From an optimization exercise on the open Yosys and OpenROAD flow, aimed at small area, a short achievable clock period and few clock cycles; shortcuts taken in it are not production practice.
The RTL was checked by simulation tests, not by an equivalence proof against the original design.

### Finished layout with every layer on

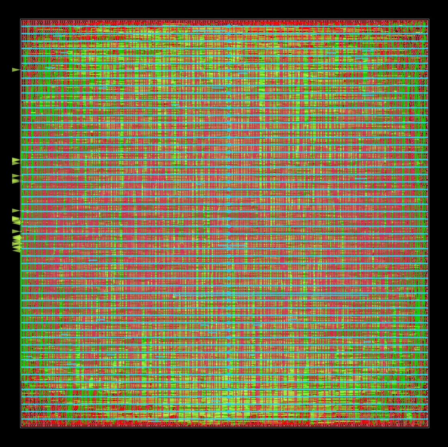
### Placed cells, one colour a class

Scale bar: 200 um. Fill, decap, tap and diode cells in grey.
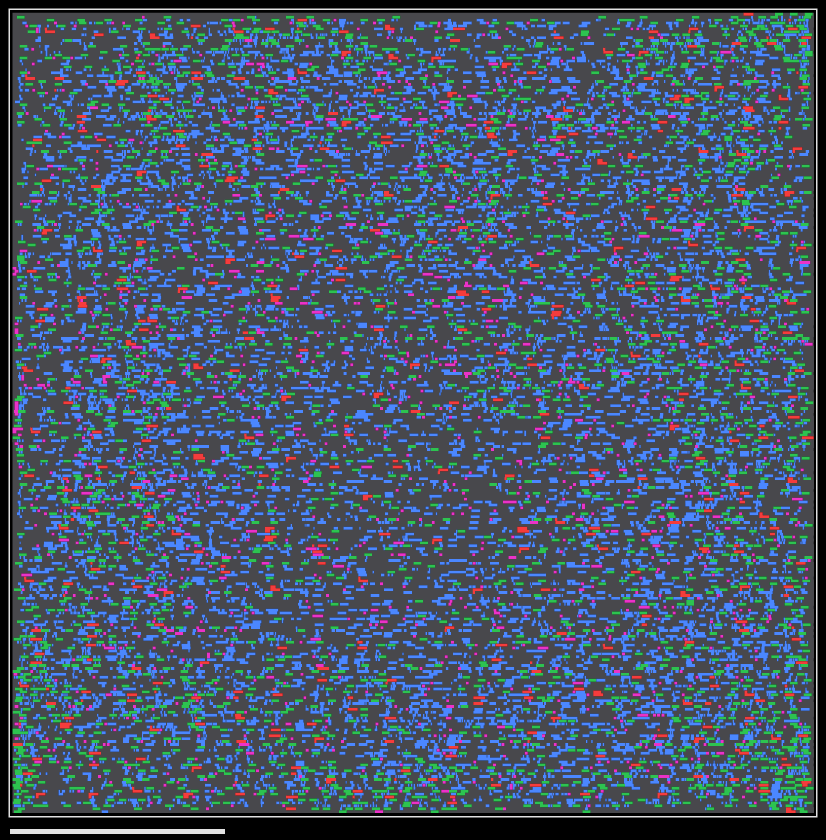
### Local utilization

Scale bar: 200 um. 38 x 38 tiles, from white (low) to dark blue (high), 0 to 100% covered.
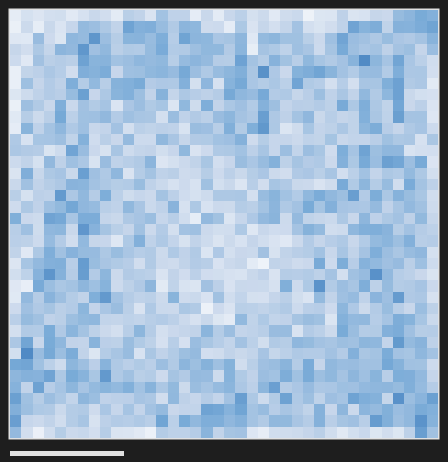
### Port wiring

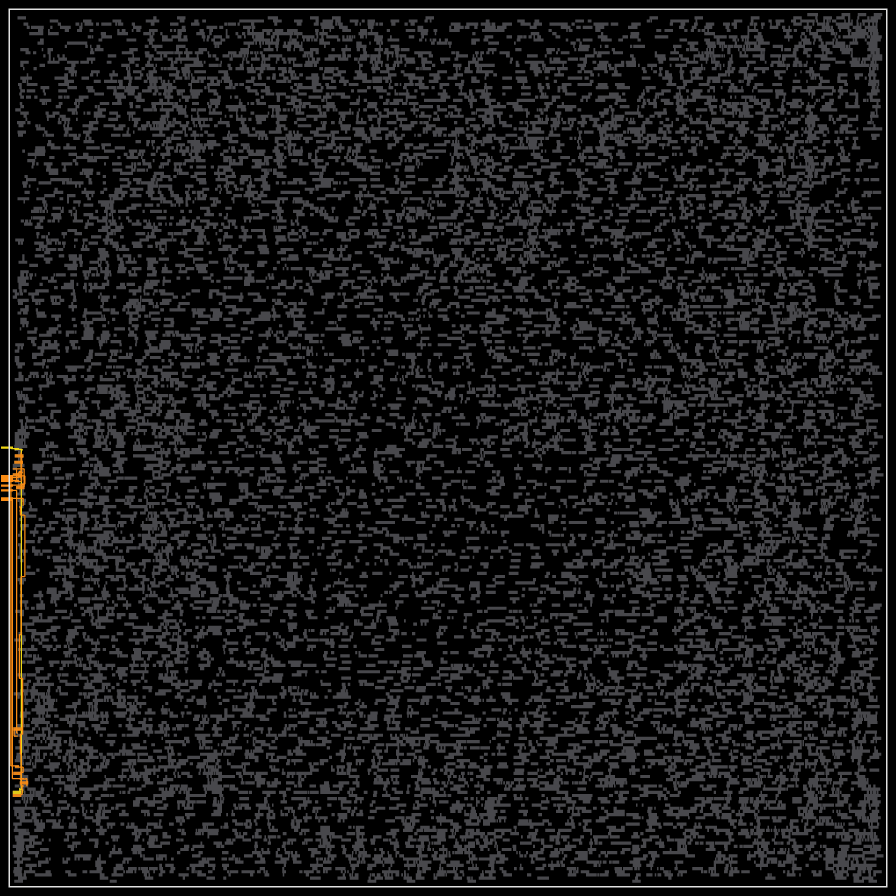
### Sequential cells grouped by signal name

Other sequential cells in the stronger grey, the rest of the logic in the fainter grey.
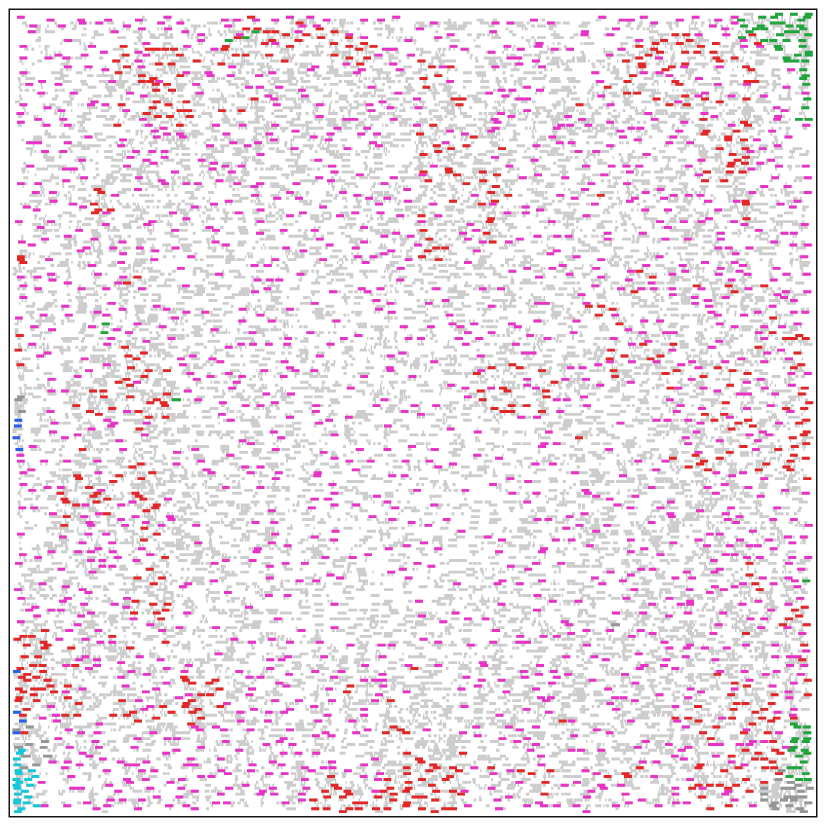
[run.sh]
#!/bin/bash
# synth_recipe.tcl (not shown) runs the flow's synth.tcl, then flattens the netlist and writes it again
# the make line also repeats each setting of config.mk as NAME=value (left out here)
make -C /OpenROAD-flow-scripts/flow DESIGN_CONFIG=/design/flow/config.mk WORK_HOME=/design/flow/orfs CLKGATE_MAP_FILE= SYNTH_SCRIPT=/design/flow/synth_recipe.tcl finish
[config.mk]
export PLATFORM = sky130hd
export DESIGN_NAME = avst_keccak
export DESIGN_NICKNAME = avst_keccak
export VERILOG_FILES = /design/flow/design.v
export SDC_FILE = /design/flow/constraint.sdc
export NUM_CORES = 4
export LEC_CHECK = 0
export CAP_MARGIN = 30
export CORE_MARGIN = 2
export CORE_UTILIZATION = 30
export SLEW_MARGIN = 20
[constraint.sdc]
create_clock -name core_clock -period 6.5 [get_ports {clk}]
set_input_delay 1.3000 -clock core_clock [delete_from_list [all_inputs] [get_ports {clk}]]
set_output_delay 1.3000 -clock core_clock [all_outputs]
set_load 0.01 [all_outputs]
[design.v]
module rconst(i, rc);
    input      [23:0] i;
    output reg [63:0] rc;
    always @ (i)
      begin
        rc = 0;
        rc[0] = i[0] | i[4] | i[5] | i[6] | i[7] | i[10] | i[12] | i[13] | i[14] | i[15] | i[20] | i[22];
        rc[1] = i[1] | i[2] | i[4] | i[8] | i[11] | i[12] | i[13] | i[15] | i[16] | i[18] | i[19];
        rc[3] = i[2] | i[4] | i[7] | i[8] | i[9] | i[10] | i[11] | i[12] | i[13] | i[14] | i[18] | i[19] | i[23];
        rc[7] = i[1] | i[2] | i[4] | i[6] | i[8] | i[9] | i[12] | i[13] | i[14] | i[17] | i[20] | i[21];
        rc[15] = i[1] | i[2] | i[3] | i[4] | i[6] | i[7] | i[10] | i[12] | i[14] | i[15] | i[16] | i[18] | i[20] | i[21] | i[23];
        rc[31] = i[3] | i[5] | i[6] | i[10] | i[11] | i[12] | i[19] | i[20] | i[22] | i[23];
        rc[63] = i[2] | i[3] | i[6] | i[7] | i[13] | i[14] | i[15] | i[16] | i[17] | i[19] | i[20] | i[21] | i[23];
      end
endmodule
module round(in, round_const, out);
    input  [1599:0] in;
    input  [63:0]   round_const;
    output [1599:0] out;
    wire   [63:0]   a[24:0];
    wire   [63:0]   b[4:0];
    wire   [63:0]   c[24:0], d[24:0], e[24:0], f[24:0], g[24:0];
    genvar x, y;
    generate
      for(y=0; y<5; y=y+1)
        begin : L0
          for(x=0; x<5; x=x+1)
            begin : L1
              assign a[x*5+y] = in[1599 - 64*(5*y+x) : 1599 - 64*(5*y+x) - 63];
            end
        end
    endgenerate
    generate
      for(x=0; x<5; x=x+1)
        begin : L2
          assign b[x] = a[5*x] ^ a[5*x+1] ^ a[5*x+2] ^ a[5*x+3] ^ a[5*x+4];
        end
    endgenerate
    generate
      for(y=0; y<5; y=y+1)
        begin : L3
          for(x=0; x<5; x=x+1)
            begin : L4
              assign c[5*x+y] = a[5*x+y] ^ b[(x == 0 ? 4 : x - 1)] ^ {b[(x == 4 ? 0 : x + 1)][62:0], b[(x == 4 ? 0 : x + 1)][63]};
            end
        end
    endgenerate
    assign d[0] = c[0];
    assign d[5] = {c[5][62:0], c[5][63]};
    assign d[10] = {c[10][63-62:0], c[10][63:63-62+1]};
    assign d[15] = {c[15][63-28:0], c[15][63:63-28+1]};
    assign d[20] = {c[20][63-27:0], c[20][63:63-27+1]};
    assign d[1] = {c[1][63-36:0], c[1][63:63-36+1]};
    assign d[6] = {c[6][63-44:0], c[6][63:63-44+1]};
    assign d[11] = {c[11][63-6:0], c[11][63:63-6+1]};
    assign d[16] = {c[16][63-55:0], c[16][63:63-55+1]};
    assign d[21] = {c[21][63-20:0], c[21][63:63-20+1]};
    assign d[2] = {c[2][63-3:0], c[2][63:63-3+1]};
    assign d[7] = {c[7][63-10:0], c[7][63:63-10+1]};
    assign d[12] = {c[12][63-43:0], c[12][63:63-43+1]};
    assign d[17] = {c[17][63-25:0], c[17][63:63-25+1]};
    assign d[22] = {c[22][63-39:0], c[22][63:63-39+1]};
    assign d[3] = {c[3][63-41:0], c[3][63:63-41+1]};
    assign d[8] = {c[8][63-45:0], c[8][63:63-45+1]};
    assign d[13] = {c[13][63-15:0], c[13][63:63-15+1]};
    assign d[18] = {c[18][63-21:0], c[18][63:63-21+1]};
    assign d[23] = {c[23][63-8:0], c[23][63:63-8+1]};
    assign d[4] = {c[4][63-18:0], c[4][63:63-18+1]};
    assign d[9] = {c[9][63-2:0], c[9][63:63-2+1]};
    assign d[14] = {c[14][63-61:0], c[14][63:63-61+1]};
    assign d[19] = {c[19][63-56:0], c[19][63:63-56+1]};
    assign d[24] = {c[24][63-14:0], c[24][63:63-14+1]};
    assign e[0] = d[0];
    assign e[2] = d[5];
    assign e[4] = d[10];
    assign e[1] = d[15];
    assign e[3] = d[20];
    assign e[8] = d[1];
    assign e[5] = d[6];
    assign e[7] = d[11];
    assign e[9] = d[16];
    assign e[6] = d[21];
    assign e[11] = d[2];
    assign e[13] = d[7];
    assign e[10] = d[12];
    assign e[12] = d[17];
    assign e[14] = d[22];
    assign e[19] = d[3];
    assign e[16] = d[8];
    assign e[18] = d[13];
    assign e[15] = d[18];
    assign e[17] = d[23];
    assign e[22] = d[4];
    assign e[24] = d[9];
    assign e[21] = d[14];
    assign e[23] = d[19];
    assign e[20] = d[24];
    generate
      for(y=0; y<5; y=y+1)
        begin : L5
          for(x=0; x<5; x=x+1)
            begin : L6
              assign f[5*x+y] = e[5*x+y] ^ ((~ e[5*(x == 4 ? 0 : x + 1)+y]) & e[5*(x == 3 ? 0 : x == 4 ? 1 : x + 2)+y]);
            end
        end
    endgenerate
    generate
      for(x=0; x<64; x=x+1)
        begin : L60
          if(x==0 || x==1 || x==3 || x==7 || x==15 || x==31 || x==63)
            assign g[0][x] = f[0][x] ^ round_const[x];
          else
            assign g[0][x] = f[0][x];
        end
    endgenerate
    generate
      for(y=0; y<5; y=y+1)
        begin : L7
          for(x=0; x<5; x=x+1)
            begin : L8
              if(x!=0 || y!=0)
                assign g[5*x+y] = f[5*x+y];
            end
        end
    endgenerate
    generate
      for(y=0; y<5; y=y+1)
        begin : L99
          for(x=0; x<5; x=x+1)
            begin : L100
              assign out[1599 - 64*(5*y+x) : 1599 - 64*(5*y+x) - 63] = g[5*x+y];
            end
        end
    endgenerate
endmodule
module f_permutation(clk, reset, in, in_ready, ack, out, out_ready);
    input               clk, reset;
    input      [575:0]  in;
    input               in_ready;
    output              ack;
    output reg [1599:0] out;
    output reg          out_ready;
    reg        [22:0]   i;  
    wire       [1599:0] round_in, round_out;
    wire       [63:0]   rc;  
    wire                update;
    wire                accept;
    reg                 calc;  
    assign accept = in_ready & (~ calc);  
    always @ (posedge clk)
      if (reset) i <= 0;
      else       i <= {i[21:0], accept};
    always @ (posedge clk)
      if (reset) calc <= 0;
      else       calc <= (calc & (~ i[22])) | accept;
    assign update = calc | accept;
    assign ack = accept;
    always @ (posedge clk)
      if (reset)
        out_ready <= 0;
      else if (accept)
        out_ready <= 0;
      else if (i[22])  
        out_ready <= 1;
    assign round_in = accept ? {in ^ out[1599:1599-575], out[1599-576:0]} : out;
    rconst
      rconst_ ({i, accept}, rc);
    round
      round_ (round_in, rc, round_out);
    always @ (posedge clk)
      if (reset)
        out <= 0;
      else if (update)
        out <= round_out;
endmodule
module padder(clk, reset, in, in_ready, is_last,  
	      buffer_full, out, out_ready, f_ack);
    input              clk, reset;
    input      [7:0]   in;
    input              in_ready, is_last;
    output             buffer_full;  
    output reg [575:0] out;          
    output             out_ready;    
    input              f_ack;        
    reg                state;       
    reg                done;         
    reg        [71:0]  i;            
    reg        [7:0]   v1;           
    wire               accept,       
                       update;
    assign buffer_full = i[71];
    assign out_ready = buffer_full;
    assign accept = (~ state) & in_ready & (~ buffer_full);  
    assign update = (accept | (state & (~ buffer_full))) & (~ done);  
    always @ (posedge clk)
      if (reset)
        out <= 0;
      else if (update) begin
         out <= {out[575-8:0], v1};
      end
    always @ (posedge clk)
      if (reset)
        i <= 0;
      else if (f_ack | update)
        i <= {i[70:0], 1'b1} & {72{~ f_ack}};
    always @ (posedge clk)
      if (reset)
        state <= 0;
      else if (is_last)
        state <= 1;
    always @ (posedge clk)
      if (reset)
        done <= 0;
      else if (state & out_ready)
        done <= 1;
    always @ (*)
      begin
        if (state)
          begin
            v1 = 0;
            v1[7] = v1[7] | i[70];  
          end
        else if (is_last == 0)
          v1 = in;
        else
          begin
            v1 = 8'h01;
            v1[7] = v1[7] | i[70];
          end
      end
endmodule
module keccak(clk, reset, in, in_ready, is_last,  
	      buffer_full, out, out_ready);
   input 	  clk, reset;
   input [7:0] 	  in;
   input 	  in_ready, is_last;
   output 	  buffer_full;  
   output [511:0] out;
   output reg 	  out_ready;
   reg 		  state; 
   wire [575:0]   padder_out,
		  padder_out_1;  
   wire 	  padder_out_ready;
   wire 	  f_ack;
   wire [1599:0]  f_out;
   wire 	  f_out_ready;
   wire [511:0]   out1;  
   reg [22:0] 	  i;  
   genvar 	  w, b;
    assign out1 = f_out[1599:1599-511];
    always @ (posedge clk)
      if (reset)
        i <= 0;
      else
        i <= {i[21:0], state & f_ack};
    always @ (posedge clk)
      if (reset)
        state <= 0;
      else if (is_last)
        state <= 1;
    generate
      for(w=0; w<8; w=w+1)
        begin : L0
          for(b=0; b<8; b=b+1)
            begin : L1
              assign out[(((w)*64 + (b)*8) + 7):((w)*64 + (b)*8)] = out1[(((w)*64 + (7-b)*8) + 7):((w)*64 + (7-b)*8)];
            end
        end
    endgenerate
    generate
      for(w=0; w<9; w=w+1)
        begin : L2
          for(b=0; b<8; b=b+1)
            begin : L3
              assign padder_out[(((w)*64 + (b)*8) + 7):((w)*64 + (b)*8)] = padder_out_1[(((w)*64 + (7-b)*8) + 7):((w)*64 + (7-b)*8)];
            end
        end
    endgenerate
    always @ (posedge clk)
      if (reset)
        out_ready <= 0;
      else if (i[22])
        out_ready <= 1;
    padder
      padder_ (clk, reset, in, in_ready, is_last,  
	       buffer_full, padder_out_1, padder_out_ready, f_ack);
    f_permutation
      f_permutation_ (clk, reset, padder_out, padder_out_ready, f_ack, f_out, f_out_ready);
endmodule
module avst_keccak(clk, reset, data_in, end_in, valid_in, ready_in,
		   data_out, end_out, valid_out, ready_out);
   input 	clk;
   input 	reset;
   input [7:0] 	data_in;
   input 	end_in;
   input 	valid_in;
   output 	ready_in;
   output [7:0] data_out;
   output 	end_out;
   output 	valid_out;
   input 	ready_out;
   reg 		in_ready;  
   reg 		valid_out;
   reg 		end_out;
   reg [6:0] 	count_out; 
   reg 		ready_q;
   wire 	ready_in;
   wire 	in_take;  
   wire 	buffer_full;  
   wire [511:0] out;  
   wire 	out_ready;  
   reg [7:0] 	out_reg;
   wire [7:0] 	data_out;
   wire 	ready_in_1;
   assign data_out = out_reg;
   assign ready_in = ready_q & (~ buffer_full);
   assign in_take = valid_in & ready_in;
   assign ready_in_1 = end_out | ((~ (end_in & in_take)) & ready_q);
   always @(posedge clk)
      if (reset)
	ready_q <= 1;
      else
	ready_q <= ready_in_1;
   always @(posedge clk) begin
      if(reset) begin
	 out_reg <= 0;
	 count_out <= 0;
	 valid_out <= 0;
	 end_out <= 0;
      end
      else if (out_ready == 1) begin
	 if (ready_out) begin
	    if (count_out == 'h40) begin
	       count_out <= 0;
	       valid_out <= 0;
	       end_out <= 1;
	    end
	    else begin
	       out_reg[7] <= out[511 - (count_out << 3)];
	       out_reg[6] <= out[510 - (count_out << 3)];
	       out_reg[5] <= out[509 - (count_out << 3)];
	       out_reg[4] <= out[508 - (count_out << 3)];
	       out_reg[3] <= out[507 - (count_out << 3)];
	       out_reg[2] <= out[506 - (count_out << 3)];
	       out_reg[1] <= out[505 - (count_out << 3)];
	       out_reg[0] <= out[504 - (count_out << 3)];
	       if (count_out == 'h00) begin
		  valid_out <= 1;
	       end
	       count_out <= count_out + 1;
	    end
	 end
      end
   end
   keccak dut (
	       .in			(data_in[7:0]),
	       .clk			(clk),
	       .reset			(reset),
	       .in_ready		(in_take),
	       .is_last			(end_in & in_take),
	       .buffer_full		(buffer_full),
	       .out			(out[511:0]),
	       .out_ready		(out_ready));
endmodule
==> impl_results.md <==
* Status: timing/DRC/antenna clean
* Data arrival at the endpoint of the critical path at roughly 6.4 ns
* Register-to-register setup slack at a little over 1 ns
* Top cells by count, synth: sky130_fd_sc_hd__dfxtp_1 (2316), sky130_fd_sc_hd__nand2_1 (2077), sky130_fd_sc_hd__xnor3_1 (1748), sky130_fd_sc_hd__nor2_1 (1605), sky130_fd_sc_hd__xnor2_1 (1593)
* Worst-path cell with the longest stage delay: sky130_fd_sc_hd__xnor2_1
* Layout inverter count without the clock tree at 5
* Width of the die at 751 um
* Final Util at roughly 35%
* Dominant cell type by count on the critical path: sky130_fd_sc_hd__xnor2_1
* Worst-path fanout max at ~70
* Maximum number of pins on one net before global-route repair at around 150
* Area of the placeable core at about 0.56 mm^2
* Endpoint of the most critical setup path: dut.f_permutation_.out[1141]
* Element type at the critical path start: flip-flop
* Share of the clock period used by the worst path at between 80% and 90%
* Detailed Route WL at roughly 1500000 um
* Residual antenna-violating net count after detailed routing at 0
* Area share of fa/ha/maj cells after synthesis at less than 1%
* Number of buffers outside the clock class in the layout at approximately 1300
* Clock root buffer master: sky130_fd_sc_hd__clkbuf_16
* Final standard cell area without fillers at approximately 0.20 mm^2
* Gr usage total at 52.7%
* Number of storage elements in the synthesis netlist at about 2300
* Xor and xnor fraction of the mapped netlist area at 43.4%
* # H-tree levels at 5
* Post-synthesis compound-gate area fraction at under 10%
* Cell variety after synth at 78
* Fraction of standard cell area in multi-input logic at a little under 60%
* Most used flip-flop cell after synthesis: sky130_fd_sc_hd__dfxtp_1
* Number of failing hold endpoints at the final stage at 0
* Total of endpoints with negative setup slack in the final report at 0
* Reg-to-reg startpoint: dut.padder_.i[71]
* Cell type contributing the most total cell area after synthesis: sky130_fd_sc_hd__dfxtp_1
* Share of synthesized area occupied by flip-flops and latches at between 20% and 30%
* Largest stage delay, worst path at 0.93 ns
* Final layout net count at 17200
* Buffer count from post-CTS setup fixing at 0
* RSZ-0062 raised after global routing: no
* Fill cell count at around 56000
* WL/cell at roughly 61 um
* Path length in cells of the critical path at 8
* Crit path cell chain: buf_12 > nand3b_1 > xnor2_1 > xnor3_2 > xnor3_1 > nor2_1 > xnor2_1 > o21ai_0
* Fraction of layout instances using a drive strength above 1 at 13.7%
* Largest family of logic cells by synthesized area: XOR/XNOR gates
* Diode count at between 150 and 200
* Data required, critical path at about 7.4 ns
* Commonest non-fill, non-tap cells in the layout: sky130_fd_sc_hd__dfxtp_1 (2308), sky130_fd_sc_hd__nand2_1 (2076), sky130_fd_sc_hd__xnor3_1 (1616)
* Pins over their slew limit at 0
* Number of resized instances in the post-cts repair step at 0
* Count of hold buffers inserted by post-cts repair at 0
* Number of antenna violations at the first check in global routing at 220
* Max_slew headroom at a little under a fifth
* Clock tree from TritonCTS: built
* Net Count, Synth at between 15000 and 20000
* Number of cell instances on the worst register-to-register path at 8
* Share of the synthesized area in the top cell type at 27.7%
* Clock-pin transition on the worst setup and hold timing paths at about 0.060 ns
* Setup crit end kind: flip-flop
* Largest clock skew in the final design at between 0.08 and 0.09 ns
* Number of buffers and inverters on the critical path at 1
* DRC violations left at 0
* Area Overhead vs Synth at 17.7%
* Post-synthesis average cell area at between 10 and 15 um^2
* Post-synthesis async set-or-reset flop share at 0%
Testbench counts, summed over its fixed seeds: cycles 219,244.
About 'Finished layout with every layer on':
vertical extent of the die: 751 um
Final Instance Count excl. Fillers: 25000
count of boundary I/O pins: 24

About 'Placed cells, one colour a class':
Key: red = clock drivers and dummy loads [cells 583, share of their area 6.0%]; blue = all other logic [cells 13177, share of their area 63%]; magenta = other buffers and delay cells [cells 1322, share of their area 6.6%]; green = flops [cells 2316, share of their area 25%]

About 'Local utilization':
The fullest tile reaches 63%. The emptiest ninth of the die: centre. The mean over all tiles is 33%.

About 'Port wiring':
Key: orange = data_out [direction output, edge left, end cells 8, wire 1190 um]; yellow = end_out [direction output, edge left, end cells 1, wire 314 um]
number of port buffers: 23

About 'Sequential cells grouped by signal name':
Key: blue = out_reg [placed flops 8]; magenta = dut.f_permutation_.out [placed flops 1600, where spread over the die]; red = dut.padder_.out [placed flops 576, where spread over the die]; cyan = dut.i [placed flops 23, where lower left]; green = dut.padder_.i [placed flops 72, where a vertical strip on the right]
Another 37 sequential cells are not coloured.
register fraction of the total cell area: 23.6%
area taken by flip-flops and latches: 0.0464 mm^2

worst register-to-register path, cell delays in order (launching register included):
cell and delay [ns]:
sky130_fd_sc_hd__dfxtp_4 0.73, sky130_fd_sc_hd__buf_12 0.47, sky130_fd_sc_hd__nand3b_1 0.45, sky130_fd_sc_hd__xnor2_1 0.93, sky130_fd_sc_hd__xnor3_2 0.85, sky130_fd_sc_hd__xnor3_1 0.75
sky130_fd_sc_hd__nor2_1 0.22, sky130_fd_sc_hd__xnor2_1 0.75, sky130_fd_sc_hd__o21ai_0 0.17
layer usage:
layer	track usage [%]	vias to the layer above	share of wire (%)
li1	-	58200	-
met3	25.3	3279	14
met4	51.6	62	12
met2	68.3	13100	37
met5	0.0674	-	0.056
met1	62.0	79200	37

[port drivers added, routing unchanged]
No port has a modelled driver above. Below, the same layout with a new extraction and two added sets of constraints. Step 1: set_driving_cell puts a clkbuf_16 on clk and a buf_2 on each other input, an assumption about the parent block. Step 2 times the ports against the registers' clock, not the clock port: input delays grow and output delays shrink by t, the midpoint of the rising clock arrivals with the driver on. a / b / c = no drivers / after step 1 / after step 2; a / b = the first two.
t (ns): 1.194
setup slack, ns: 1.020 / 1.020 / 1.020
worst register clock-pin slew, ns: 0.07 / 0.07
worst slew at a driven data input, ns: 0.17
After both steps this run still meets setup and hold. For this run, drivers alone change the setup slack by 0.000 ns; drivers and shift together by 0.000 ns.
